This is an optimization exercise on Yosys and OpenROAD, whose aim is small area, not a production implementation. In this exercise RTL edits were held to simulation tests only and were not proved equivalent to the original. The series may have gaps, and a smaller design here may also do less where the tests do not look.

**run.sh**
```bash
#!/bin/bash
# synth_recipe.tcl (not shown) runs the flow's synth.tcl, then flattens the netlist and writes it again
# the make line also repeats each setting of config.mk as NAME=value (left out here)
make -C /OpenROAD-flow-scripts/flow DESIGN_CONFIG=/design/flow/config.mk WORK_HOME=/design/flow/orfs CLKGATE_MAP_FILE= SYNTH_SCRIPT=/design/flow/synth_recipe.tcl finish
```
**config.mk**
```make
export PLATFORM = sky130hd
export DESIGN_NAME = SimulatedDevice
export DESIGN_NICKNAME = SimulatedDevice
export VERILOG_FILES = /design/flow/design.v
export SDC_FILE = /design/flow/constraint.sdc
export NUM_CORES = 4
export LEC_CHECK = 0
export CAP_MARGIN = 20
export CORE_MARGIN = 2
export CORE_UTILIZATION = 40
export SLEW_MARGIN = 20
```
**constraint.sdc**
```tcl
create_clock -name core_clock -period 25.0 [get_ports {sys_clk}]
set_input_delay 5.0000 -clock core_clock [delete_from_list [all_inputs] [get_ports {sys_clk}]]
set_output_delay 5.0000 -clock core_clock [all_outputs]
set_load 0.01 [all_outputs]
```
**design.v**
```verilog
`timescale 1ns / 1ps
module uart_tx(clk,clk_x,rst,data_in,send,trans_done,txd);
input clk;
input clk_x;
input rst;
input[7:0] data_in;
input send;
output reg trans_done;
output reg txd;
reg[7:0] data_in_buf;
reg act0,act1;
reg act_down;
parameter
    idle=5'b00000,
    start=5'b00001,
    b0=5'b00011,
    b1=5'b00010,
    b2=5'b00110,
    b3=5'b00111,
    b4=5'b00101,
    b5=5'b00100,
    b6=5'b01100,
    b7=5'b01101,
    check=5'b01111,
    stop=5'b01110;
reg[4:0] present_state;
always@(posedge clk)
begin
    if(rst)
    begin
        act0 <= 1'b0;
        act1 <= 1'b0;
        act_down <= 1'b0;
        present_state <= idle;
        txd <= 1;
        trans_done <= 1'b0;
        data_in_buf <= 8'd0;
    end
    else if (clk_x) begin
     act0<=send;
     act1<=act0;
     act_down<=act0&~act1;
     case(present_state)
        idle: begin
                txd<=1;
                data_in_buf<=data_in;
                if(act_down==1)
                begin
                    present_state <= start;
                end
                else
                    present_state <= idle;
             end
             start: begin
                txd <= 'd0;
                present_state <= b0;
             end
             b0: begin
                txd <= data_in_buf[0];
                present_state<=b1;
             end
             b1: begin
                txd<=data_in_buf[1];
                present_state<=b2;
             end
             b2: begin
                txd<=data_in_buf[2];
                present_state<=b3;
             end
             b3: begin
                txd<=data_in_buf[3];
                present_state<=b4;
             end
             b4: begin
                txd<=data_in_buf[4];
                present_state<=b5;
             end
             b5: begin
                txd<=data_in_buf[5];
                present_state<=b6;
             end
             b6: begin
                txd<=data_in_buf[6];
                present_state<=b7;
             end
             b7: begin
                txd<=data_in_buf[7];
                present_state<=check;
             end
             check: begin
                txd<=data_in_buf[7]^data_in_buf[6]^data_in_buf[5]^data_in_buf[4]^data_in_buf[3]^data_in_buf[2]^data_in_buf[1]^data_in_buf[0];
                present_state<=stop;
             end
             stop: begin
                txd<='d1;
                trans_done <= 1;
                present_state<=idle;
             end
             default: present_state<=present_state;
        endcase
    end
end
endmodule
`timescale 1ns / 1ps
module uart_rx(clk,clk_16x,rst,rxd,data_rec,data_ready,data_error);
input clk;
input clk_16x;
input rst;
input rxd;
output reg data_ready;
output reg data_error;
output[7:0] data_rec;
reg[7:0] data_out,data_out1;
wire rxd_buf = ^data_out;
reg[15:0] clk_16x_cnt;
reg rxd1,rxd2;
reg start_flag;
parameter width=8;
parameter idle=1,one=2,two=3,stop=4;
reg[width-1:0] present_state;
reg[width-1:0] next_state;
assign data_rec=data_out1;
always@ (posedge clk)
begin
    if(rst)
        present_state<=idle;
    else if (clk_16x)
        present_state<=next_state;
end
always @(*)
begin
    next_state=idle;
    if(clk_16x_cnt<='d8)
        next_state=idle;
    if(clk_16x_cnt>'d8 && clk_16x_cnt <= 'd136)
        next_state=one;
    if(clk_16x_cnt>'d136 && clk_16x_cnt <= 'd152)
        next_state=two;
    if(clk_16x_cnt>'d152 && clk_16x_cnt <= 'd168)
        next_state=stop;
    if(clk_16x_cnt > 'd168)
        next_state=idle;
end
always@(posedge clk)
begin
    if(rst)
    begin
        rxd1<=1'd1;
        rxd2<=1'd1;
        data_ready<='d0;
        data_error<=1'd0;
        clk_16x_cnt<='d0;
        start_flag<=0;
        data_out<=8'd0;
        data_out1<=8'd0;
    end
    else if (clk_16x) begin
        case(present_state)
        idle: begin
              rxd1<=rxd;
              rxd2<=rxd1;
              if((~rxd1)&&rxd2)
                    start_flag<='d1;
              else if(start_flag==1)
                clk_16x_cnt<=clk_16x_cnt+'d1;
            end
         one: begin
                clk_16x_cnt<=clk_16x_cnt + 'd1;
                if(clk_16x_cnt=='d24)data_out[0]<=rxd;
                else if(clk_16x_cnt=='d40)data_out[1]<=rxd;
                else if(clk_16x_cnt=='d56)data_out[2]<=rxd;
                else if(clk_16x_cnt=='d72)data_out[3]<=rxd;
                else if(clk_16x_cnt=='d88)data_out[4]<=rxd;
                else if(clk_16x_cnt=='d104)data_out[5]<=rxd;
                else if(clk_16x_cnt=='d120)data_out[6]<=rxd;
                else if(clk_16x_cnt=='d136)data_out[7]<=rxd;
            end
         two: begin
                if(clk_16x_cnt=='d152)
                begin
                    if(rxd_buf==rxd) data_error<=1'd0;
                    else data_error<=1'd1;
                end
                clk_16x_cnt <= clk_16x_cnt+'d1;
            end
         stop: begin
                if(clk_16x_cnt=='d168)
                begin
                    if(1'd1==rxd)
                    begin
                        data_error<=1'd0;
                        data_ready<='d1;
                    end
                    else begin
                        data_error<=1'd1;
                        data_ready<='d0;
                    end
                end
                data_out1<=data_out;
                if(clk_16x_cnt>168)
                begin
                    clk_16x_cnt <= 0;
                    start_flag <= 0;
                end
                else
                    clk_16x_cnt <= clk_16x_cnt + 'd1;
            end
         default: ;
         endcase
    end
end
endmodule
`timescale 1ns / 1ps
module uart_top(
    input clk,
    input rst,
    input[7:0] data_in,
    output[7:0] data_rec,
    input rxd,
    output txd
);
wire clk_ms,clk_20ms,clk_16x,clk_x;
wire data_ready;
wire data_error;
wire send_ready;
reg send;
always @(posedge clk)
    if (rst) send <= 1'b0;
    else if (clk_ms) send <= ~send;
divclk my_divclk(
    .clk(clk),
    .rst(rst),
    .clk_ms(clk_ms),
    .btnclk(clk_20ms),
    .clk_16x(clk_16x),
    .clk_x(clk_x)
);
uart_tx tx(
    .clk(clk),
    .clk_x(clk_x),
    .rst(rst),
    .data_in({1'b1,data_in[6:0]}),
    .send(send),
    .trans_done(send_ready),
    .txd(txd)
    );
uart_rx rx(
    .clk(clk),
    .clk_16x(clk_16x),
    .rst(rst),
    .rxd(rxd),
    .data_rec(data_rec),
    .data_ready(data_ready),
    .data_error(data_error)
);
endmodule
module divclk(clk,rst,clk_ms,btnclk,clk_16x,clk_x);
input clk;
input rst;
output clk_ms,btnclk,clk_16x,clk_x;
reg[31:0] cnt1;
reg[31:0] cnt2;
reg[31:0] cnt3;
reg[31:0] cntclk_cnt;
reg clk_ms_q;
reg btnclk_q;
reg clk_16x_q;
reg clk_x_q;
parameter MS_MAX = 32'd15;
parameter BTN_MAX = 32'd63;
parameter X16_MAX = 32'd0;
parameter X_MAX = 32'd15;
assign clk_ms = (cnt1==MS_MAX) && !clk_ms_q;
assign btnclk = (cntclk_cnt==BTN_MAX) && !btnclk_q;
assign clk_16x = (cnt2==X16_MAX) && !clk_16x_q;
assign clk_x = (cnt3==X_MAX) && !clk_x_q;
always@(posedge clk)
begin
    if (rst) begin
        clk_ms_q<=1'b0;
        cnt1<=0;
    end
    else if(cnt1==MS_MAX)
    begin
        clk_ms_q<=~clk_ms_q;
        cnt1<=0;
    end
    else
        cnt1<=cnt1+1'b1;
end
always@(posedge clk)
begin
    if (rst) begin
        btnclk_q<=1'b0;
        cntclk_cnt<=0;
    end
    else if(cntclk_cnt==BTN_MAX)
    begin
        btnclk_q<=~btnclk_q;
        cntclk_cnt<=0;
    end
    else
        cntclk_cnt<=cntclk_cnt+1'b1;
end
always@(posedge clk)
begin
    if (rst) begin
        clk_16x_q<=1'b0;
        cnt2<=0;
    end
    else if(cnt2==X16_MAX)
    begin
        clk_16x_q<=~clk_16x_q;
        cnt2<='d0;
    end
    else
        cnt2<=cnt2+1'b1;
end
always@(posedge clk)
begin
    if (rst) begin
        clk_x_q<=1'b0;
        cnt3<=0;
    end
    else if(cnt3==X_MAX)
    begin
        clk_x_q<=~clk_x_q;
        cnt3<= 0;
    end
    else
        cnt3<=cnt3+1'b1;
end
endmodule
`timescale 1ns / 1ps
module engine(input [1:0] global_state, input clk, rst, power_on, power_off, manual_power,
              output reg next_power, output reg power_light);
    parameter POFF=1'b0,PON=1'b1;
    reg [1:0] temp_state;
    wire clk_ms,clk_20ms,clk_16x,clk_x;
    divclk my_divclk(
        .clk(clk),
        .rst(rst),
        .clk_ms(clk_ms),
        .btnclk(clk_20ms),
        .clk_16x(clk_16x),
        .clk_x(clk_x)
    );
    reg power1;
    reg [9:0] cnt;
    always @(posedge clk) begin
        if (rst) begin
          temp_state <= 2'b00;
          cnt <= 10'b0;
          power1 <= 1'b0;
        end
        else if (clk_ms) begin
          if (power_on == 1'b1 && power1 == 1'b0) begin
            cnt <= cnt + 10'b1;
            if (cnt == 10'd1000) begin
                cnt <= 10'b0;
                power1 <= 1'b1;
            end
          end
          if (power1 == 1'b1 && power_off == 1'b1) begin
            cnt <= 10'b0;
            power1 <= 1'b0;
          end
          if (global_state == 2'b00 && power_on != 1'b1 && manual_power == POFF) begin
            cnt <= 10'b0;
            power1 <= 1'b0;
          end
          if (temp_state != global_state) begin
            temp_state <= global_state;
            cnt <= 10'b0;
            power1 <= 1'b0;
          end
        end
    end
    always @(*) begin
        next_power = power1;
        power_light = next_power;
    end
endmodule
`timescale 1ns / 1ps
module milecounter(input clk, input rst, input moving, input activate,
output reg [7:0] seg1, output reg [7:0] seg2, output reg [7:0] an);
    reg[18:0] divclk_cnt;
    reg divclk;
    reg[29:0] cntclk_cnt;
    reg cntclk;
    reg[3:0] disp_dat;
    reg[2:0] disp_bit;
    reg[23:0] count;
    reg[3:0] res1;
    reg[3:0] res2;
    reg[3:0] res3;
    reg[3:0] res4;
    reg[3:0] res5;
    reg[3:0] res6;
    reg[3:0] res7;
    reg[23:0] count_n;
    reg[3:0] r1, r2, r3, r4, r5, r6, r7;
    reg[3:0] disp_dat_n;
    reg[2:0] disp_bit_n;
    reg[7:0] an_n;
    reg[7:0] seg_n;
    integer i;
    parameter maxcnt = 19'd7;
    parameter maxcount = 24'd9999999;
    parameter maxclk = 30'd0;
    wire div_en = (divclk_cnt == maxcnt) && !divclk;
    wire cnt_en = (cntclk_cnt == maxclk) && !cntclk;
    always @(posedge clk) begin
        if (rst) begin
            divclk_cnt <= 0;
            divclk <= 1'b0;
            cntclk_cnt <= 0;
            cntclk <= 1'b0;
        end
        else begin
            if (divclk_cnt == maxcnt) begin
                divclk <= ~divclk;
                divclk_cnt <= 0;
            end
            else divclk_cnt <= divclk_cnt + 1'b1;
            if (cntclk_cnt == maxclk) begin
                cntclk <= ~cntclk;
                cntclk_cnt <= 0;
            end
            else cntclk_cnt <= cntclk_cnt + 1'b1;
        end
    end
    always @(*) begin
        disp_bit_n = (disp_bit >= 7) ? 1'b0 : disp_bit + 1'b1;
        case (disp_bit_n)
            3'b000: begin
                disp_dat_n = (activate==1'b0)? 4'hf:res1;
                an_n = 8'b00000001;
            end
            3'b001: begin
                disp_dat_n = (activate==1'b0)? 4'hf:res2;
                an_n = 8'b00000010;
            end
            3'b010: begin
                disp_dat_n = (activate==1'b0)? 4'hf:res3;
                an_n = 8'b00000100;
            end
            3'b011: begin
                disp_dat_n = (activate==1'b0)? 4'hf:res4;
                an_n = 8'b00001000;
            end
            3'b100: begin
                disp_dat_n = (activate==1'b0)? 4'hf:res5;
                an_n = 8'b00010000;
            end
            3'b101: begin
                disp_dat_n = (activate==1'b0)? 4'hf:res6;
                an_n = 8'b00100000;
            end
            3'b110: begin
                disp_dat_n = (activate==1'b0)? 4'hf:res7;
                an_n = 8'b01000000;
            end
            3'b111: begin
                disp_dat_n = 0;
                an_n = 8'b10000000;
            end
            default: begin
                disp_dat_n = 0;
                an_n = 8'b00000000;
            end
        endcase
        case (disp_dat_n)
            4'h0 : seg_n = 8'hfc;
            4'h1 : seg_n = 8'h60;
            4'h2 : seg_n = 8'hda;
            4'h3 : seg_n = 8'hf2;
            4'h4 : seg_n = 8'h66;
            4'h5 : seg_n = 8'hb6;
            4'h6 : seg_n = 8'hbe;
            4'h7 : seg_n = 8'he0;
            4'h8 : seg_n = 8'hfe;
            4'h9 : seg_n = 8'hf6;
            4'ha : seg_n = 8'hee;
            4'hb : seg_n = 8'h3e;
            4'hc : seg_n = 8'h9c;
            4'hd : seg_n = 8'h7a;
            4'he : seg_n = 8'h9e;
            default : seg_n = 8'h8e;
        endcase
    end
    always @(posedge clk) begin
        if (rst) begin
            disp_bit <= 3'd0;
            disp_dat <= 4'd0;
            an <= 8'b00000001;
            seg1 <= 8'd0;
            seg2 <= 8'd0;
        end
        else if (div_en) begin
            disp_bit <= disp_bit_n;
            disp_dat <= disp_dat_n;
            an <= an_n;
            if (an_n > 8'b00001000) seg1 <= seg_n;
            else seg2 <= seg_n;
        end
    end
    always @(*) begin
        if(activate==1'b0)
            count_n = 0;
        else
            count_n = (moving == 1'b1) ? ((count == maxcount) ? 24'd0 : count + 24'd1) : count;
        r1 = 0;
        r2 = 0;
        r3 = 0;
        r4 = 0;
        r5 = 0;
        r6 = 0;
        r7 = 0;
        for (i = 23; i >= 0; i = i - 1) begin
            if (r1 >= 4'd5) r1 = r1 + 4'd3;
            if (r2 >= 4'd5) r2 = r2 + 4'd3;
            if (r3 >= 4'd5) r3 = r3 + 4'd3;
            if (r4 >= 4'd5) r4 = r4 + 4'd3;
            if (r5 >= 4'd5) r5 = r5 + 4'd3;
            if (r6 >= 4'd5) r6 = r6 + 4'd3;
            if (r7 >= 4'd5) r7 = r7 + 4'd3;
            r7 = {r7[2:0], r6[3]};
            r6 = {r6[2:0], r5[3]};
            r5 = {r5[2:0], r4[3]};
            r4 = {r4[2:0], r3[3]};
            r3 = {r3[2:0], r2[3]};
            r2 = {r2[2:0], r1[3]};
            r1 = {r1[2:0], count_n[i]};
        end
    end
    always @(posedge clk) begin
        if (rst) begin
            count <= 24'd0;
            res1 <= 4'd0;
            res2 <= 4'd0;
            res3 <= 4'd0;
            res4 <= 4'd0;
            res5 <= 4'd0;
            res6 <= 4'd0;
            res7 <= 4'd0;
        end
        else if (cnt_en) begin
            count <= count_n;
            res1 <= r1;
            res2 <= r2;
            res3 <= r3;
            res4 <= r4;
            res5 <= r5;
            res6 <= r6;
            res7 <= r7;
        end
    end
endmodule
`timescale 1ns / 1ps
module manual(input clk, input rst, input power, input[1:0] global_state, input[1:0] state, 
input[3:0] moving_state, input clutch,brake,throttle,rgs,left,right,
output reg [1:0] next_state, output reg [3:0] next_moving_state, 
output reg manual_power, output reg turn_left_light, output reg turn_right_light,
output [7:0] seg1, output [7:0] seg2, output [7:0] an);
    parameter POFF=1'b0,PON=1'b1;
    parameter NSTART=2'b00,START=2'b01,MOVING=2'b10;
    parameter NON_MOVING=4'b0000,MOVE_FORWARD=4'b0001,MOVE_BACK=4'b0010,
    TURN_RIGHT=4'b1000,TURN_LEFT=4'b0100;
    reg activate;
    reg moving;
    milecounter mc(.clk(clk), .rst(rst), .moving(moving), .activate(activate),
    .seg1(seg1), .seg2(seg2), .an(an));
    always @(*) begin
      if (power == 1'b1 && global_state == 2'b00) activate = 1'b1;
      else activate = 1'b0;
    end
    always @(*) begin
      if (moving_state == MOVE_FORWARD || moving_state == MOVE_BACK) moving = 1'b1;
      else moving = 1'b0;
    end
    always @(*) begin
    turn_left_light = 1'b0;
    turn_right_light = 1'b0;
    next_state = NSTART;
    next_moving_state = NON_MOVING;
    manual_power = power;
    if (power == PON && global_state == 2'b00) begin
      case(state)
      NSTART:begin
        turn_left_light = 1'b1;
        turn_right_light = 1'b1;
      if (brake) begin 
        next_state = NSTART;
        manual_power = PON; 
      end
      else if(throttle&&~clutch) begin 
        next_state = NSTART;
        manual_power = POFF; 
      end
      else if(throttle&&clutch&&~brake&&~rgs) begin 
        next_state = START;
        manual_power = PON; 
      end
      else begin 
        next_state = state;
        manual_power = power; 
      end
      next_moving_state = NON_MOVING;
      end
      START:begin
      turn_left_light = 1'b0;
      turn_right_light = 1'b0;
      manual_power = PON;
      if (brake) begin 
        next_state = NSTART;
        next_moving_state = NON_MOVING; 
      end
      else if (~clutch&&throttle) begin 
        next_state = MOVING;
        if (rgs) next_moving_state = MOVE_BACK;
        else next_moving_state = MOVE_FORWARD; 
      end
      else if (~throttle) begin
        next_state = state;
        next_moving_state = NON_MOVING;
        manual_power = power;
      end
      else begin 
        next_state = state;
        next_moving_state = moving_state;
        manual_power = power; 
      end
      if (next_state != NSTART && next_moving_state != NON_MOVING && next_moving_state != MOVE_BACK) begin
        if(~left&&~right) begin 
          if (next_state == MOVING) next_moving_state = MOVE_FORWARD;
          turn_left_light = 1'b0;
          turn_right_light = 1'b0;
        end 
        else if (~left&&right) begin
          if (next_state == MOVING) next_moving_state = TURN_RIGHT;
          turn_left_light = 1'b0;
          turn_right_light = 1'b1;
        end
        else if (left&&~right) begin
          if (next_state == MOVING) next_moving_state = TURN_LEFT;
          turn_right_light = 1'b0;
          turn_left_light = 1'b1;
        end
        else begin
          if (next_state == MOVING) next_moving_state = MOVE_FORWARD;
          turn_left_light = 1'b1;
          turn_right_light = 1'b1;
        end
      end
      end
      MOVING:begin
      if (rgs&&~clutch) begin
        manual_power = POFF;
        next_state = NSTART;
        next_moving_state = NON_MOVING;
      end
      else if (brake) begin
        manual_power = PON;
        next_state = NSTART;
        next_moving_state = NON_MOVING;
      end
      else if (~throttle) begin
        manual_power = PON;
        next_state = START;
        next_moving_state = NON_MOVING;
      end
      else if (rgs&&clutch) begin
        manual_power = PON;
        next_state = MOVING;
        next_moving_state = MOVE_BACK;
      end
      else if (~rgs) begin
        manual_power = PON;
        next_state = MOVING;
        next_moving_state = MOVE_FORWARD;
      end
      else begin
        manual_power = PON;
        next_state = state;
        next_moving_state = moving_state;
      end
      if (next_state != NSTART && next_moving_state != NON_MOVING && next_moving_state != MOVE_BACK) begin
        if(~left&&~right) begin 
          if (next_state == MOVING) next_moving_state = MOVE_FORWARD;
          turn_left_light = 1'b0;
          turn_right_light = 1'b0;
        end 
        else if (~left&&right) begin
          if (next_state == MOVING) next_moving_state = TURN_RIGHT;
          turn_left_light = 1'b0;
          turn_right_light = 1'b1;
        end
        else if (left&&~right) begin
          if (next_state == MOVING) next_moving_state = TURN_LEFT;
          turn_right_light = 1'b0;
          turn_left_light = 1'b1;
        end
        else begin
          if (next_state == MOVING) next_moving_state = MOVE_FORWARD;
          turn_left_light = 1'b1;
          turn_right_light = 1'b1;
        end
      end
      end
      endcase
    end
    else begin
      turn_left_light = 1'b0;
      turn_right_light = 1'b0; 
      next_state = NSTART;
      next_moving_state = NON_MOVING;
    end
    end
endmodule
`timescale 1ns / 1ps
module semiauto(input power, input [1:0] global_state, input [3:0] detector, 
input[1:0] state, input[3:0] moving_state, input rst, input sys_clk, 
input left, input right, input straight, input back, 
output reg [1:0] next_state, output reg [3:0] next_moving_state);
  parameter s1=2'b01, s2=2'b00, s3=2'b10, s4=2'b11;
  parameter MOVE_FORWARD=4'b0001, STOP=4'b0000, TURN_LEFT=4'b0100, TURN_RIGHT=4'b1000;
  reg crossroad;
  reg around;
  reg [15:0] turn_cnt;
  reg [10:0] cool_cnt;
  reg [3:0] traffic;
  wire clk_ms,clk_20ms,clk_16x,clk_x;
  divclk myclk(sys_clk,rst,clk_ms,clk_20ms,clk_16x,clk_x);
  always @(posedge sys_clk) begin
    if (rst == 1'b1) begin
      turn_cnt <= 11'b0;
    end
    else if (clk_20ms) begin
      if (state == s3) turn_cnt <= turn_cnt + 11'b1;
      else turn_cnt <= 11'b0;
    end
  end
  always @(posedge sys_clk) begin
    if (rst == 1'b1) begin
      cool_cnt <= 11'b0;
    end
    else if (clk_20ms) begin
      if (state == s4) cool_cnt <= cool_cnt + 11'b1;
      else cool_cnt <= 11'b0;
    end
  end
  always @(posedge sys_clk) begin
    if (rst) crossroad <= 1'b1;
    else if (detector[0] || ~detector[1] || ~detector[2]) crossroad <= 1'b1;
    else crossroad <= 1'b0;
  end
  always @(*) begin
    if (straight) begin
      traffic = MOVE_FORWARD;
      around = 1'b0;
    end
    else if (back) begin
      traffic = TURN_LEFT;
      around = 1'b1;
    end
    else if (left && ~right) begin
      traffic = TURN_LEFT;
      around = 1'b0;
    end 
    else if (~left && right) begin
      traffic = TURN_RIGHT;
      around = 1'b0;
    end 
    else begin
      traffic = STOP;
      around = 1'b0;
    end 
  end
  always @(*) begin
    if (power == 1'b1 && global_state == 2'b10) begin
      case (state)
        s1:begin
          case (crossroad)
            1'b0: begin
              next_state = s1;
              next_moving_state = MOVE_FORWARD;
            end
            1'b1: begin
              next_state = s2;
              next_moving_state = STOP;
            end
            default: begin
              next_state = s1;
              next_moving_state = MOVE_FORWARD;
            end
          endcase
        end 
        s2:begin
          case (traffic)
            STOP: begin
              next_state = s2;
              next_moving_state = STOP;
            end 
            MOVE_FORWARD: begin
              next_state = s4;
              next_moving_state = MOVE_FORWARD;
            end
            TURN_LEFT: begin
              next_state = s3;
              next_moving_state = TURN_LEFT;
            end
            TURN_RIGHT: begin
              next_state = s3;
              next_moving_state = TURN_RIGHT;
            end
            default: begin
              next_state = s2;
              next_moving_state = STOP;
            end
          endcase
        end
        s3:begin
          case (around)
            1'b1: begin
              if (turn_cnt >= 16'd200) begin
                next_state = s4;
                next_moving_state = MOVE_FORWARD;
              end
              else begin
                next_state = s3;
                if (moving_state == TURN_LEFT) next_moving_state = TURN_LEFT;
                else next_moving_state = TURN_RIGHT;
              end
            end
            1'b0: begin
              if (turn_cnt >= 16'd100) begin
                next_state = s4;
                next_moving_state = MOVE_FORWARD;
              end
              else begin
                next_state = s3;
                if (moving_state == TURN_LEFT) next_moving_state = TURN_LEFT;
                else next_moving_state = TURN_RIGHT;
              end
            end
            default: begin
              next_state = s3;
              if (moving_state == TURN_LEFT) next_moving_state = TURN_LEFT;
              else next_moving_state = TURN_RIGHT;
            end
          endcase
        end
        s4:begin
          if (cool_cnt >= 11'd50) begin
            next_state = s1;
            next_moving_state = MOVE_FORWARD;
          end
          else begin
            next_state = s4;
            next_moving_state = MOVE_FORWARD;
          end
        end
      endcase
    end
    else begin
      next_state = s2;
      next_moving_state = STOP;
    end
  end
endmodule
`timescale 1ns / 1ps
module auto(input sys_clk, rst, power,
global_state, input[1:0] state, input[3:0] moving_state, input[3:0] detector,
output pl_beacon_sig, output de_beacon_sig,
output reg[1:0] next_state, output reg[3:0] next_moving_state);
    parameter MOVING=2'b01, WAITING=2'b00, TURNING=2'b10, COOLING=2'b11;
    parameter MOVE_FORWARD=4'b0001, STOP=4'b0000, TURN_LEFT=4'b0100, TURN_RIGHT=4'b1000;
    assign pl_beacon_sig = 1'b0;
    assign de_beacon_sig = 1'b0;
    reg crossroad;
    reg [3:0] nms;
    reg [10:0] turn_cnt;
    reg [10:0] cool_cnt;
    reg [10:0] wait_cnt;
    wire clk_ms,clk_20ms,clk_16x,clk_x;
    divclk myclk(sys_clk,rst,clk_ms,clk_20ms,clk_16x,clk_x);
    always @(*) begin
        if (power == 1'b1 && global_state == 2'b01) begin
            case (state)
                MOVING: begin
                  case (crossroad)
                    1'b0: begin
                      next_state = MOVING;
                      next_moving_state = MOVE_FORWARD;
                    end
                    1'b1: begin
                      next_state = WAITING;
                      next_moving_state = STOP;
                    end
                  endcase
                end
                WAITING: begin
                  if (wait_cnt >= 11'd100) begin
                    case (nms)
                        MOVE_FORWARD: begin
                            next_state = COOLING;
                            next_moving_state = MOVE_FORWARD;
                        end
                        TURN_LEFT: begin
                            next_state = TURNING;
                            next_moving_state = TURN_LEFT;
                        end
                        TURN_RIGHT: begin
                            next_state = TURNING;
                            next_moving_state = TURN_RIGHT;
                        end
                        default: begin
                            next_state = WAITING;
                            next_moving_state = STOP;
                        end
                    endcase
                  end
                  else begin
                    next_state = WAITING;
                    next_moving_state = STOP;
                  end       
                end 
                TURNING: begin
                    if (turn_cnt >= 11'd100) begin
                        next_state = COOLING;
                        next_moving_state = MOVE_FORWARD;
                    end
                    else begin
                        next_state = TURNING;
                        if (moving_state == TURN_LEFT) next_moving_state = TURN_LEFT;
                        else next_moving_state = TURN_RIGHT;
                    end
                end
                COOLING: begin
                    if (cool_cnt >= 11'd50) begin
                        next_state = MOVING;
                        next_moving_state = MOVE_FORWARD;
                    end
                    else begin
                        next_state = COOLING;
                        next_moving_state = MOVE_FORWARD;
                    end
                end
            endcase
        end
        else begin
          next_state = WAITING;
          next_moving_state = STOP;
        end
    end
    always @(posedge sys_clk) begin
         if (rst) nms <= STOP;
         else case (detector)  
            4'b0001: nms <= TURN_LEFT;
            4'b0010: nms <= TURN_LEFT;
            4'b0011: nms <= TURN_LEFT;
            4'b1010: nms <= TURN_LEFT;
            4'b1011: nms <= TURN_LEFT;
            4'b0000: nms <= TURN_RIGHT;
            4'b0100: nms <= TURN_RIGHT;
            4'b0101: nms <= TURN_RIGHT;
            4'b1000: nms <= TURN_RIGHT;
            4'b1001: nms <= TURN_RIGHT;
            4'b1100: nms <= TURN_RIGHT;
            4'b1101: nms <= TURN_RIGHT;
            4'b0110: nms <= MOVE_FORWARD;
            4'b0111: nms <= MOVE_FORWARD;
            4'b1110: nms <= MOVE_FORWARD;
            4'b1111: nms <= MOVE_FORWARD;
         endcase
    end
    always @(posedge sys_clk) begin
        if (rst) crossroad <= 1'b1;
        else if (detector[0] || ~detector[1] || ~detector[2]) crossroad <= 1'b1;
        else crossroad <= 1'b0;
    end
    always @(posedge sys_clk) begin
        if (rst == 1'b1) begin
            wait_cnt <= 11'b0;
        end
        else if (clk_20ms) begin
            if (state == WAITING) wait_cnt <= wait_cnt + 11'b1;
            else wait_cnt <= 11'b0;
        end
    end
    always @(posedge sys_clk) begin
        if (rst == 1'b1) begin
            turn_cnt <= 11'b0;
        end
        else if (clk_20ms) begin
            if (state == TURNING) turn_cnt <= turn_cnt + 11'b1;
            else turn_cnt <= 11'b0;
        end
    end
    always @(posedge sys_clk) begin
        if (rst == 1'b1) begin
            cool_cnt <= 11'b0;
        end
        else if (clk_20ms) begin
            if (state == COOLING) cool_cnt <= cool_cnt + 11'b1;
            else cool_cnt <= 11'b0;
        end
    end
endmodule
`timescale 1ns / 1ps
module SimulatedDevice(
    input[1:0] global_state,
    input sys_clk,
    input rx,
    output tx,
    input turn_left_signal,
    input turn_right_signal,
    input move_forward_signal,
    input move_backward_signal,
    input place_barrier_signal,
    input destroy_barrier_signal,
    input rst,
    input clutch,
    input throttle,
    input brake,
    input power_on,
    input power_off,
    output front_detector,
    output back_detector,
    output left_detector,
    output right_detector,
    output move_backward_light,
    output move_forward_light,
    output turn_left_light,
    output turn_right_light,
    output power_light,
    output reg [2:0] state_light,
    output reg [3:0] moving_light,
    output [7:0] seg1,
    output [7:0] seg2,
    output [7:0] an
    );
    wire power;
    reg [1:0] state;
    reg [3:0] moving_state;
    wire manual_power;
    wire [1:0] next_state1;
    wire [1:0] next_state2;
    wire [1:0] next_state3;
    wire [3:0] next_moving_state1;
    wire [3:0] next_moving_state2;
    wire [3:0] next_moving_state3;
    wire pl_beacon_sig, de_beacon_sig;
    wire next_power;
    engine en(.global_state(global_state), .clk(sys_clk), .rst(rst), .power_on(power_on), .power_off(power_off), 
    .manual_power(manual_power), .next_power(next_power), .power_light(power_light));
    manual ma(.clk(sys_clk), .rst(rst), .power(power), .global_state(global_state), .state(state), .moving_state(moving_state), .clutch(clutch), 
    .brake(brake), .throttle(throttle), .rgs(move_backward_signal), .left(turn_left_signal), 
    .right(turn_right_signal), .next_state(next_state1), .next_moving_state(next_moving_state1),
    .manual_power(manual_power), .turn_left_light(turn_left_light), .turn_right_light(turn_right_light),
    .seg1(seg1), .seg2(seg2), .an(an));
    semiauto sa(.power(power), .global_state(global_state),
    .detector({front_detector, left_detector, right_detector, back_detector}),
    .state(state), .moving_state(moving_state), .rst(rst), .sys_clk(sys_clk), 
    .left(turn_left_signal), .right(turn_right_signal), .straight(move_forward_signal), 
    .back(move_backward_signal), .next_state(next_state2), .next_moving_state(next_moving_state2));
    auto au(.sys_clk(sys_clk), .rst(rst), .power(power), .global_state(global_state), 
    .state(state), .moving_state(moving_state),
    .detector({front_detector, left_detector, right_detector, back_detector}),
    .pl_beacon_sig(pl_beacon_sig), .de_beacon_sig(de_beacon_sig), 
    .next_state(next_state3), .next_moving_state(next_moving_state3));
    assign power = next_power;
    assign move_backward_light = 1'b0;
    assign move_forward_light = 1'b0;
    always @(*) begin
      if (power == 1'b1) begin
        if (global_state == 2'b00) begin
            if (state == 2'b00) state_light = 3'b001;
            else if (state == 2'b01) state_light = 3'b010;
            else state_light = 3'b100;
        end
        else begin
          case (state)
            2'b00: state_light = 3'b001;
            2'b01: state_light = 3'b010;
            2'b10: state_light = 3'b100;
            2'b11: state_light = 3'b111; 
          endcase
        end
        moving_light = moving_state;
      end 
      else begin
        state_light = 3'b000;
        moving_light = moving_state;
      end
    end
    always @(posedge sys_clk) begin
        if (rst == 1'b1) begin
          state <= 2'b00;
          moving_state <= 4'b0000;
        end
        else begin
          case (global_state)
            2'b00:begin
                state <= next_state1;
                moving_state <= next_moving_state1;
            end
            2'b10:begin
                state <= next_state2;
                moving_state <= next_moving_state2;
            end
            2'b01:begin
                state <= next_state3;
                moving_state <= next_moving_state3;
            end
            default: ;
          endcase
        end
    end
    wire [7:0] in = {2'b10, 2'b00, moving_state};
    wire [7:0] rec;
    assign front_detector = rec[0];
    assign left_detector = rec[1];
    assign right_detector = rec[2];
    assign back_detector = rec[3];
    uart_top md(.clk(sys_clk), .rst(rst), .data_in(in), .data_rec(rec), .rxd(rx), .txd(tx));
endmodule
```
==> flow_summary.toml, run 1 <==
[status]
status = "complete, no violations"

[finish]
multi_input_cells = 3740
multi_input_area_mm2 = 0.0239
layout.cells.non_filler = 5742
n_all_buffers = 146
seq_cells = 452
final_cell_mix = "nor2_1 (655), dfxtp_1 (452), nand2_1 (419)"
n_clock_buffer = 72
dominant-cell-class = "multi-input gates"
multi_input_area_share = 0.631
n_fill_cell = 8591
inv_count = 171
final_area_mm2 = 0.0379
drive_gt1_frac = 0.0872
syn_to_final_growth_pct = 10.5
antennaDiodeCount = 0
non_clock_buffer_area_share = 0.0321
fin_nets = 4683

[floorplanning]
initial_core_util = 0.404
die_h_um = 297
n_tap_cell = 1144
die_w_um = 297
core-area_mm2 = 0.0850
die-area_mm2 = 0.0881
ios = 57

[critical_path]
crit_start = "global_state[1]"
crit_top_cell = "ha_1"
endpoint = "ma.mc.res5[3]"
critPathRequiredTime_ns = 25.50
reg2reg_to = "ma.mc.res5[3]"
startpoint_type = "input pin"
crit_path_top_delay_cell = "or4_1"
critPathKind = "in -> reg"
ff2ff_path_depth = 93
r2r_slack_ns = 5.17
reg2reg_from = "moving_state[0]"
worstPathMaxFanout = 10

[pwr]
power.internal_w = 0.00118
maxPowerGroup = "the clock network"
powerSeq_w = 0.000729
clkPwrFrac = 0.490
p_sw_frac = 0.219
power.total_w = 0.00151
power_density_mw_per_mm2 = 39.8
power_switching_w = 0.000331
pg_clk_w = 0.000739
comb_cell_power_w = 0.0000387
power_leakage_nw = 13.6
sequentialPowerShare = 0.484

[clock_tree]
htree_levels = 2
cts.repair.resized = 0
cts_made_buffers = 48
cts_sinks = 452
root_buffer = "clkbuf_16"
cts.path.max_buffers = 3
clock_latency_ns = 0.59
cts_tree = "built"
cts_hold_buf = 0
cts.clk_slew.worst_paths_ns = 0.06

[sta]
fin_crit_sh = 0.941
slew_headroom = 0.249
slew_viol_final = 0
finalHoldViolCount = 0
fin_hold_ws_ns = 0.437
fin_crit_ns = 23.52
setup_violations = 0
fin_ws_ns = 1.48
fin_skew_ns = 0.0238
fmax_ghz = 0.0425
tightest_slew_ns = 1.12
rsz0062_at_grt = "no"

[synth]
yosysWarningCount = 11
synth-edff-count = 0
synth_top_area_cell = "dfxtp_1"
yosys-top-cells-count = "nor2_1 (657), dfxtp_1 (452), nand2_1 (419), a21oi_1 (251), nand3_1 (232)"
async_reset_ff_frac = 0
synth_top_area_frac = 0.264
synthesis.area_mm2 = 0.0343
synth_cell_type_count = 140
synth_top_flop_cell = "dfxtp_1"
yosysMostFrequentCell = "nor2_1"
ys_ff_latch = 452
postSynthCellCount = 4554
synthTopCellsByArea = "dfxtp_1 (26%), nor2_1 (7.2%), xor2_1 (5.0%)"

[grt]
grt_pass1_vias = 29500
grt_overflow = 0
grt_max_degree = 77
track_usage = 0.175
antenna_found_initial = 0

[hold_path]
min_from = "md.my_divclk.cnt1[0]"
hold-path-cell-count = 1
min_to = "md.my_divclk.cnt1[0]"
hp-class = "reg -> reg"

[detailed_routing]
first_pass_iters = 6
first_iter_violations = 2074
viasPerCell = 5.65
drc = 0

[job]
maxCapViolations = 0

[placement]
port_buffers = 50
hpwlAfterDp_um = 57700
place_area_mm2 = 0.0361
routabilityCongestion = 0.884
pre_cts_ws_ns = 0.198
[run 1: logic make-up after synthesis]
| kind of cell | share of synthesized area |
|---|---|
| and+or+nand+nor | 0.288 |
| AOI/OAI and AO/OA | 0.241 |
| DFF | 0.264 |
| buffers and inverters | 0.0426 |
| xor gates and xnor gates | 0.0926 |
| adders and majority gates | 0.0415 |
| muxes | 0.0303 |
| other | 0.000109 |
[run 1: routing by layer]
layer | part of all wire | up-vias | track usage
li1 | - | 16700 | -
met1 | 0.49 | 15100 | 0.241
met2 | 0.46 | 543 | 0.292
met3 | 0.035 | 97 | 0.0186
met4 | 0.017 | 0 | 0.0405
met5 | 0 | - | 0
[run 1: critical path: cells and delay by family]
kind / cells / cell delay, ns
and+or+nand+nor: 23 / 4.86
AOI/OAI and AO/OA: 36 / 7.03
xor gates and xnor gates: 1 / 0.20
adders and majority gates: 17 / 3.81
muxes: 5 / 1.45
buffers and inverters: 13 / 1.65
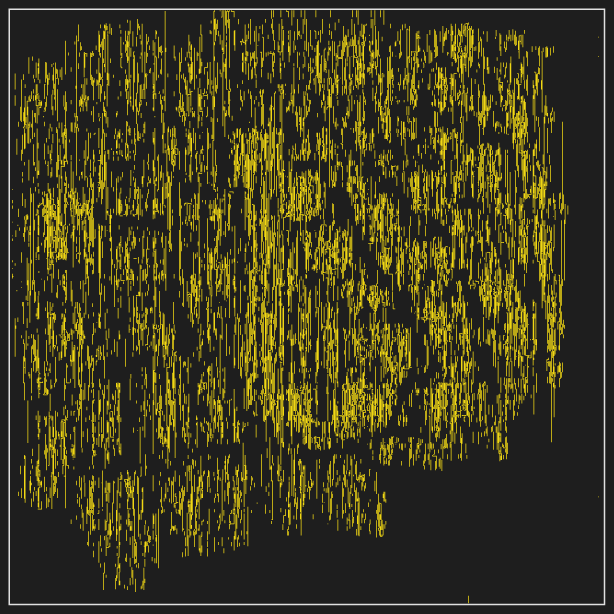
**Above:** run 1 (metal 2).
Scale: 2 px per um.
The longest straight run is 64.4 um. The layer carries 36.9 mm of wire. The wires run mostly vertical.
DR vias: 32,500
final wirelength: 80,800 um

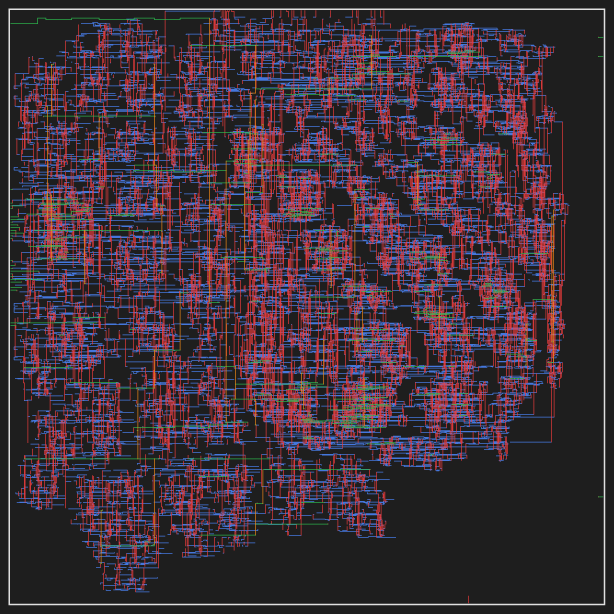
**Above:** run 1 (routed metal, one colour a layer).
Scale: 2 px per um.
Key: met3 = green [wire length 2,870 um]; met4 = orange [wire length 1,370 um]; met1 = blue [wire length 39.7 mm]; met2 = red [wire length 36.9 mm]

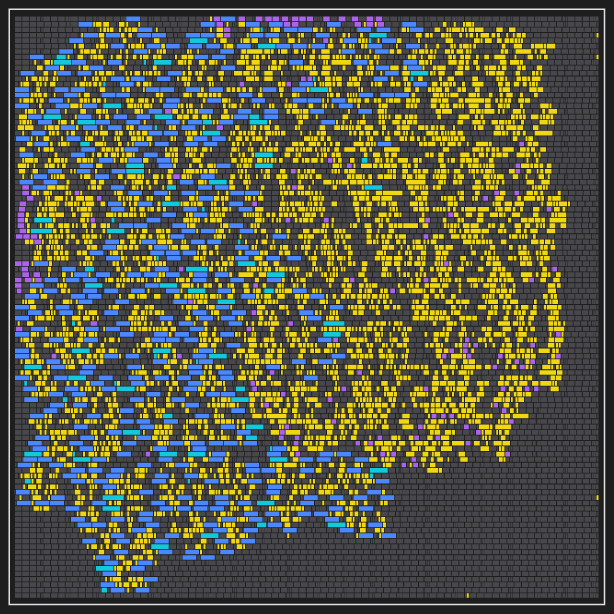
**Above:** run 1 (cell classes on the final placement).
Scale: 2 px per um. Fill, decap, tap and diode cells in grey.
Key: other buffers and delay cells = purple [cells 146, share of their area 3.3%]; all other logic = yellow [cells 3,911, share of their area 67%]; flip-flops = blue [cells 452, share of their area 25%]; clock drivers and dummy loads = cyan [cells 89, share of their area 4.5%]
fraction of area in registers: 0.239
final design utilization: 0.446
row count: 107

## Run 2: files that changed since run 1, shown whole
==> design.v <==
`timescale 1ns / 1ps
module SimulatedDevice(
    input[1:0] global_state,
    input sys_clk,
    input rx,
    output tx,
    input turn_left_signal,
    input turn_right_signal,
    input move_forward_signal,
    input move_backward_signal,
    input place_barrier_signal,
    input destroy_barrier_signal,
    input rst,
    input clutch,
    input throttle,
    input brake,
    input power_on,
    input power_off,
    output front_detector,
    output back_detector,
    output left_detector,
    output right_detector,
    output move_backward_light,
    output move_forward_light,
    output turn_left_light,
    output turn_right_light,
    output power_light,
    output reg [2:0] state_light,
    output [3:0] moving_light,
    output [7:0] seg1,
    output [7:0] seg2,
    output [7:0] an
    );
    localparam [3:0] NON_MOVING = 4'b0000, MOVE_FORWARD = 4'b0001,
                     MOVE_BACK = 4'b0010, TURN_LEFT = 4'b0100, TURN_RIGHT = 4'b1000;
    reg [6:0] g;
    always @(posedge sys_clk)
        if (rst) g <= 7'd8;
        else g <= g + 7'd1;
    wire even     = ~g[0];                  
    wire tick_ms  = (g[4:0] == 5'd23);      
    wire tick_20  = (g == 7'd71);           
    wire tick_div = (g[3:0] == 4'hf);       
    reg power1;
    reg [1:0] temp_state;
    reg [1:0] state;
    reg [3:0] moving_state;
    wire power = power1;
    assign power_light = power1;
    assign moving_light = moving_state;
    assign move_backward_light = 1'b0;
    assign move_forward_light = 1'b0;
    wire [3:0] rec;
    assign front_detector = rec[0];
    assign left_detector  = rec[1];
    assign right_detector = rec[2];
    assign back_detector  = rec[3];
    reg crossroad, nms_fwd, nms_left;
    always @(posedge sys_clk) begin
        crossroad <= rec[3] | ~rec[2] | ~rec[1];
        nms_fwd   <= rec[1] & rec[2];
        nms_left  <= ~rec[1] & (rec[2] | (rec[3] & ~rec[0]));
    end
    reg [15:0] mc;
    reg [1:0] tag;
    always @(posedge sys_clk) begin
        if (rst) tag <= 2'b01;
        else if (tick_20) begin
            tag <= state;
            mc <= (state == tag) ? mc + 16'd1 : 16'd1;
        end
    end
    wire turn_v  = (tag == 2'b10);
    wire turn16_ge100 = turn_v & (mc >= 16'd100);
    wire turn16_ge200 = turn_v & (mc >= 16'd200);
    wire turn11_ge100 = turn_v & (mc[10:0] >= 11'd100);
    wire cool_ge50    = (tag == 2'b11) & (mc[10:0] >= 11'd50);
    wire wait_ge100   = (tag == 2'b00) & (mc[10:0] >= 11'd100);
    reg [1:0] ns_m;
    reg [3:0] nms_m;
    reg manual_power, tll, trl;
    wire rgs = move_backward_signal;
    wire left = turn_left_signal;
    wire right = turn_right_signal;
    always @(*) begin
        tll = 1'b0;
        trl = 1'b0;
        ns_m = 2'b00;
        nms_m = NON_MOVING;
        manual_power = power;
        case (state)
        2'b00: begin
            tll = 1'b1;
            trl = 1'b1;
            if (~brake & throttle & ~clutch) manual_power = 1'b0;
            if (~brake & throttle & clutch & ~rgs) ns_m = 2'b01;
        end
        2'b01: begin
            if (brake) ;
            else if (~clutch & throttle) begin
                ns_m = 2'b10;
                nms_m = rgs ? MOVE_BACK : MOVE_FORWARD;
            end
            else if (~throttle) ns_m = 2'b01;
            else begin
                ns_m = 2'b01;
                nms_m = moving_state;
            end
            if (ns_m != 2'b00 && nms_m != NON_MOVING && nms_m != MOVE_BACK) begin
                tll = left;
                trl = right;
                if (ns_m == 2'b10)
                    nms_m = (left & ~right) ? TURN_LEFT : (~left & right) ? TURN_RIGHT : MOVE_FORWARD;
            end
        end
        2'b10: begin
            if (rgs & ~clutch) manual_power = 1'b0;
            else if (brake) ;
            else if (~throttle) ns_m = 2'b01;
            else if (rgs) begin
                ns_m = 2'b10;
                nms_m = MOVE_BACK;
            end
            else begin
                ns_m = 2'b10;
                tll = left;
                trl = right;
                nms_m = (left & ~right) ? TURN_LEFT : (~left & right) ? TURN_RIGHT : MOVE_FORWARD;
            end
        end
        default: ;
        endcase
    end
    wire man_act = power & (global_state == 2'b00);
    assign turn_left_light = man_act & tll;
    assign turn_right_light = man_act & trl;
    reg [1:0] ns_s;
    reg [3:0] nms_s;
    wire [3:0] turn_hold = (moving_state == TURN_LEFT) ? TURN_LEFT : TURN_RIGHT;
    always @(*) begin
        ns_s = 2'b00;
        nms_s = NON_MOVING;
        case (state)
        2'b01: if (~crossroad) begin ns_s = 2'b01; nms_s = MOVE_FORWARD; end
        2'b00: begin
            if (move_forward_signal) begin ns_s = 2'b11; nms_s = MOVE_FORWARD; end
            else if (move_backward_signal) begin ns_s = 2'b10; nms_s = TURN_LEFT; end
            else if (left & ~right) begin ns_s = 2'b10; nms_s = TURN_LEFT; end
            else if (~left & right) begin ns_s = 2'b10; nms_s = TURN_RIGHT; end
        end
        2'b10: begin
            if ((~move_forward_signal & move_backward_signal) ? turn16_ge200 : turn16_ge100) begin
                ns_s = 2'b11; nms_s = MOVE_FORWARD;
            end
            else begin
                ns_s = 2'b10; nms_s = turn_hold;
            end
        end
        2'b11: begin
            ns_s = cool_ge50 ? 2'b01 : 2'b11;
            nms_s = MOVE_FORWARD;
        end
        endcase
    end
    reg [1:0] ns_a;
    reg [3:0] nms_a;
    always @(*) begin
        ns_a = 2'b00;
        nms_a = NON_MOVING;
        case (state)
        2'b01: if (~crossroad) begin ns_a = 2'b01; nms_a = MOVE_FORWARD; end
        2'b00: if (wait_ge100) begin
            if (nms_fwd) begin ns_a = 2'b11; nms_a = MOVE_FORWARD; end
            else begin ns_a = 2'b10; nms_a = nms_left ? TURN_LEFT : TURN_RIGHT; end
        end
        2'b10: begin
            if (turn11_ge100) begin ns_a = 2'b11; nms_a = MOVE_FORWARD; end
            else begin ns_a = 2'b10; nms_a = turn_hold; end
        end
        2'b11: begin
            ns_a = cool_ge50 ? 2'b01 : 2'b11;
            nms_a = MOVE_FORWARD;
        end
        endcase
    end
    always @(posedge sys_clk) begin
        if (rst) begin
            state <= 2'b00;
            moving_state <= NON_MOVING;
        end
        else if (global_state != 2'b11) begin
            if (~power) begin
                state <= 2'b00;
                moving_state <= NON_MOVING;
            end
            else case (global_state)
                2'b00: begin state <= ns_m; moving_state <= nms_m; end
                2'b10: begin state <= ns_s; moving_state <= nms_s; end
                default: begin state <= ns_a; moving_state <= nms_a; end
            endcase
        end
    end
    always @(*) begin
        if (power) begin
            case (state)
                2'b00: state_light = 3'b001;
                2'b01: state_light = 3'b010;
                2'b10: state_light = 3'b100;
                default: state_light = (global_state == 2'b00) ? 3'b100 : 3'b111;
            endcase
        end
        else state_light = 3'b000;
    end
    reg [27:0] R;
    reg [27:0] R_inc;
    reg c;
    integer k;
    always @(*) begin
        c = 1'b1;
        for (k = 0; k < 7; k = k + 1) begin
            if (c) begin
                if (R[4*k +: 4] == 4'd9) R_inc[4*k +: 4] = 4'd0;
                else begin
                    R_inc[4*k +: 4] = R[4*k +: 4] + 4'd1;
                    c = 1'b0;
                end
            end
            else R_inc[4*k +: 4] = R[4*k +: 4];
        end
    end
    wire gs_chg = (temp_state != global_state);
    wire manual_poff = ~manual_power;
    wire off_req = power_off | ((global_state == 2'b00) & ~power_on & manual_poff) | gs_chg;
    wire r1000 = R[12];
    wire activate = man_act;
    wire moving = moving_state[0] | moving_state[1];
    always @(posedge sys_clk) begin
        if (rst) begin
            power1 <= 1'b0;
            temp_state <= 2'b00;
            R <= 28'd0;
        end
        else if (tick_ms) begin
            temp_state <= global_state;
            if (power1) begin
                if (off_req) begin
                    power1 <= 1'b0;
                    R <= 28'd0;
                end
            end
            else begin
                if (gs_chg) R <= 28'd0;
                else if (power_on) begin
                    if (r1000) begin
                        R <= 28'd0;
                        power1 <= 1'b1;
                    end
                    else R <= R_inc;
                end
                else if (global_state == 2'b00) R <= 28'd0;
            end
        end
        else if (even & power1) begin
            if (~activate) R <= 28'd0;
            else if (moving) R <= R_inc;
        end
    end
    localparam [3:0] BLANK = 4'ha;
    reg [3:0] S1, S2;
    wire [2:0] dn = g[6:4] + 3'd1;
    reg [3:0] code;
    always @(*) begin
        case (dn)
            3'd0: code = R[3:0];
            3'd1: code = R[7:4];
            3'd2: code = R[11:8];
            3'd3: code = R[15:12];
            3'd4: code = R[19:16];
            3'd5: code = R[23:20];
            3'd6: code = R[27:24];
            default: code = 4'd0;
        endcase
        if (dn != 3'd7 && ~activate) code = 4'hf;
    end
    always @(posedge sys_clk) begin
        if (rst) begin
            S1 <= BLANK;
            S2 <= BLANK;
        end
        else if (tick_div) begin
            if (dn[2]) S1 <= code;
            else S2 <= code;
        end
    end
    function [7:0] segdec(input [3:0] d);
        case (d)
            4'h0 : segdec = 8'hfc;
            4'h1 : segdec = 8'h60;
            4'h2 : segdec = 8'hda;
            4'h3 : segdec = 8'hf2;
            4'h4 : segdec = 8'h66;
            4'h5 : segdec = 8'hb6;
            4'h6 : segdec = 8'hbe;
            4'h7 : segdec = 8'he0;
            4'h8 : segdec = 8'hfe;
            4'h9 : segdec = 8'hf6;
            4'hf : segdec = 8'h8e;
            default : segdec = 8'h00;
        endcase
    endfunction
    assign seg1 = segdec(S1);
    assign seg2 = segdec(S2);
    assign an = 8'b1 << g[6:4];
    reg [3:0] q;
    reg [3:0] tbuf;
    always @(posedge sys_clk) begin
        if (rst) q <= 4'd12;
        else if (tick_ms) begin
            q <= (q == 4'd11) ? 4'd0 : q + 4'd1;
            if (q[3] & q[1] & q[0]) tbuf <= moving_state;
        end
    end
    reg txd;
    always @(*) begin
        case (q)
            4'd1, 4'd6, 4'd7, 4'd8: txd = 1'b0;
            4'd2: txd = tbuf[0];
            4'd3: txd = tbuf[1];
            4'd4: txd = tbuf[2];
            4'd5: txd = tbuf[3];
            4'd10: txd = ~|tbuf;
            default: txd = 1'b1;
        endcase
    end
    assign tx = txd;
    reg [7:0] P;
    reg rxd1, rxd2;
    reg [3:0] dsh, dout1;
    wire p_idle = (P <= 8'd10);
    wire edge_s = ~rxd1 & rxd2;
    always @(posedge sys_clk) begin
        if (rst) begin
            P <= 8'd0;
            rxd1 <= 1'b1;
            rxd2 <= 1'b1;
            dout1 <= 4'd0;
        end
        else if (even) begin
            if (p_idle) begin
                rxd1 <= rx;
                rxd2 <= rxd1;
            end
            if (P == 8'd0) P <= {7'd0, edge_s};
            else if (p_idle) P <= P + {6'd0, ~edge_s & (P == 8'd10), ~edge_s ^ (P == 8'd10)};
            else if (P == 8'd171) P <= 8'd0;
            else P <= P + 8'd1;
            if (P[3:0] == 4'ha && P[7:4] != 4'd0 && P[7:4] <= 4'd4) dsh <= {rx, dsh[3:1]};
            if (P[7:2] == 6'b100111) dout1 <= dsh;
        end
    end
    assign rec = dout1;
endmodule
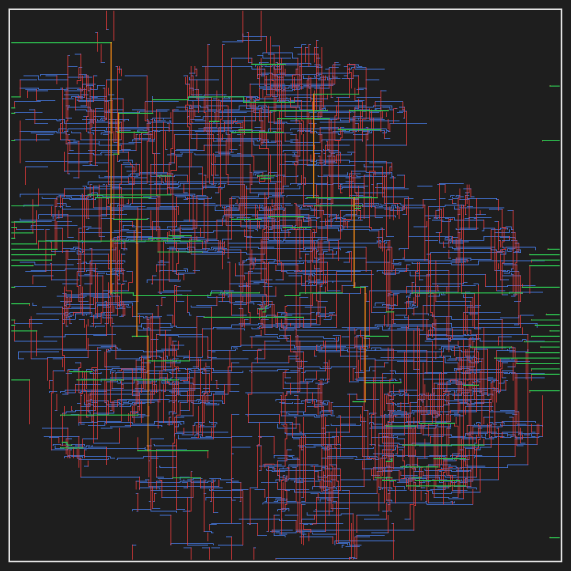
**Above:** run 2 (routed metal, one colour a layer).
Scale: 4 px per um.
Key: met4 = orange [wire length 207 um]; met1 = blue [wire length 8,660 um]; met3 = green [wire length 887 um]; met2 = red [wire length 7,420 um]

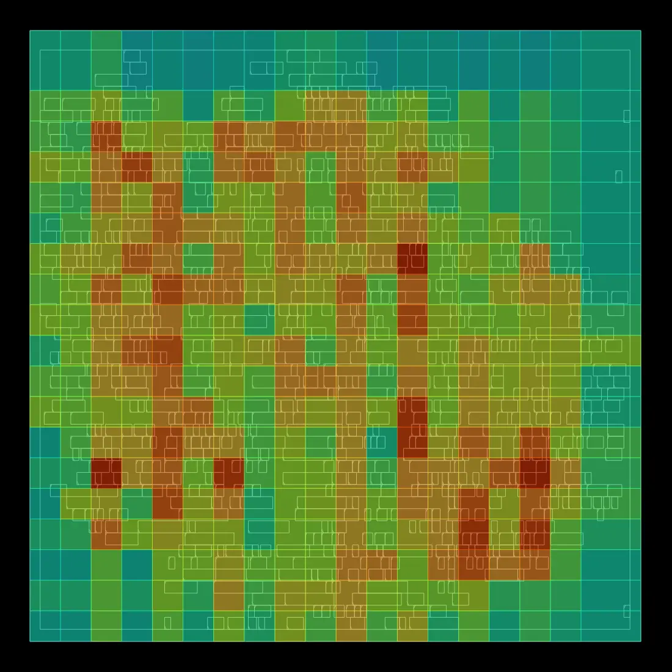
**Above:** run 2 (routing congestion map).
GR Util met3: 0.0394
DR WL/cell: 15.6 um
met1 Resource Use GR: 0.271
met2 Use GR: 0.281

==> flow_summary.toml, run 2 <==
[synth]
synthesis.area_mm2 = 0.00715
synth-edff-count = 24
synth_top_area_cell = "dfxtp_1"
synth-xor-area-share = 0.0306
synth_compound_area_frac = 0.203
synth_simple_gate_area_frac = 0.248
yosysMostFrequentCell = "dfxtp_1"
synthAdderAreaFrac = 0.0816
postSynthCellCount = 837
ys_ff_latch = 113
synth_cell_type_count = 85
synth_top_family_by_area = "simple AND/OR/NAND/NOR gates"
synth.mux.area_fraction = 0.0266
yosysWarningCount = 1
synth_top_area_frac = 0.249
synth_top_flop_cell = "dfxtp_1"
yosys-top-cells-count = "dfxtp_1 (89), nand2_1 (75), nor2_1 (70), a21oi_1 (47)"
synthTopCellsByArea = "dfxtp_1 (25%), edfxtp_1 (10%), ha_1 (7.9%)"
async_reset_ff_frac = 0

[clock_tree]
cts_tree = "built"
cts_hold_buf = 0
root_buffer = "clkbuf_16"
cts_sinks = 113
htree_levels = 4
cts.clk_slew.worst_paths_ns = 0.05
clock_latency_ns = 0.42
cts.path.max_buffers = 2
cts.repair.resized = 0
cts_made_buffers = 17

[critical_path]
critPathRequiredTime_ns = 20.00
cp.depth = 8
startpoint_type = "input pin"
r2r_slack_ns = 21.01
reg2reg_to = "seg1[3]"
ff2ff_path_depth = 10
cpPeakStageDelay_ns = 0.72
crit_buf_inv = 3
critPathKind = "in -> out"
worstPathMaxFanout = 12
crit_path_top_delay_cell = "clkdlybuf4s50_1"
crit_top_cell = "clkdlybuf4s50_1"

[sta]
tightest_slew_ns = 0.897
fin_ws_ns = 12.78
slew_headroom = 0.402
setup_violations = 0
fin_crit_sh = 0.489
finalHoldViolCount = 0
fin_skew_ns = 0.0140
fmax_ghz = 0.0818
slew_viol_final = 0
rsz0062_at_grt = "no"

[detailed_routing]
first_pass_iters = 5
dr_total_vias = 6145
viasPerCell = 5.57
drc = 0
finalWirelength_um = 17200
first_iter_violations = 368

[hold_path]
hp-class = "reg -> reg"
hold-path-cell-count = 0
min_from = "dsh[3]"
min_to = "dsh[2]"

[finish]
final_util = 0.482
final_area_mm2 = 0.00836
fin_nets = 927
syn_to_final_growth_pct = 16.9
layout.cells.non_filler = 1103
drive_gt1_frac = 0.0797
antennaDiodeCount = 0
final_cell_mix = "dfxtp_1 (89), nand2_1 (75), nor2_1 (70)"
n_fill_cell = 1666

[grt]
antenna_found_initial = 0
grt_pass1_vias = 5525
grt_max_degree = 64
grt_overflow = 0
track_usage = 0.188

[pwr]
clkPwrFrac = 0.554
pg_clk_w = 0.000255
p_sw_frac = 0.209
power_leakage_nw = 2.94
power.total_w = 0.000461
maxPowerGroup = "the clock network"
power_switching_w = 0.0000962
powerSeq_w = 0.000188
sequentialPowerShare = 0.408
comb_cell_power_w = 0.0000176
power.internal_w = 0.000364
power_density_mw_per_mm2 = 55.1

[status]
status = "complete, no violations"

[placement]
hpwlAfterDp_um = 11700
routabilityCongestion = 0.827
place_area_mm2 = 0.00773
pre_cts_ws_ns = 12.79

[floorplanning]
die-area_mm2 = 0.0190
die_w_um = 138
ios = 57
die_h_um = 138
initial_core_util = 0.412
rows = 48
core-area_mm2 = 0.0174
==> run 2: changes by cell type after synthesis, sizes merged, moves of 83 or more <==
cell and delta:
a21oi -201, clkbuf -120, dfxtp -363, inv -121, nand2 -344, nand3 -200, nand4 -83, nor2 -592
nor3 -122, o21ai -164, xnor2 -127, xor2 -188
==> run 2: worst max path at each step <==
stage / end / slack (ns) / startpoint
after global placement: turn_right_light / 12.78 / clutch
after detailed placement: turn_right_light / 12.79 / clutch
final: turn_left_light / 12.78 / clutch
after global routing: turn_right_light / 12.62 / clutch
after floorplan: turn_left_light / 13.80 / clutch
after CTS: turn_right_light / 12.79 / clutch
==> run 2: area by class of cell <==
type                       instances  area (um2)  area share
multi-input combinational        631        4240       0.507
sequential                       113        2500       0.299
timing repair buffer              56         541      0.0647
clock buffer                      21         462      0.0552
tap                              225         282      0.0337
inverter                          46         173      0.0207
clock inverter                    11         159      0.0190
==> run 2: routing by layer <==
metal	GRT usage	up-vias	part of all wire
li1	-	3089	-
met1	0.271	2876	0.50
met2	0.281	163	0.43
met3	0.0394	17	0.052
met4	0.0607	0	0.012
met5	0	-	0

separate check: timing with driven ports:
Ports are ideal in the flow. The routed layouts listed here were re-timed in OpenROAD. Step 1 sets driving cells, clkbuf_16 on the clock port and buf_2 on the other inputs (assumed; they add their load-dependent delay and slew). Step 2 moves the port delays by t, midway between the first and last clock arrival at a register: inputs arrive t later, outputs are due t later. That takes back most of the time a late clock gives input paths. Slacks: no drivers / after step 1 / after step 2; pairs: no drivers / after step 1.
run	t, ns	slack for setup (ns)	slew at the worst register clock pin (ns)
run 1	0.639	1.476 / 1.516 / 0.877	0.07 / 0.07
run 2	0.458	12.775 / 12.749 / 12.749	0.06 / 0.06
After both steps every run listed still meets setup and hold. The setup slack of run 1, which loses most, moves by +0.040 ns with the drivers and by -0.599 ns with both steps.
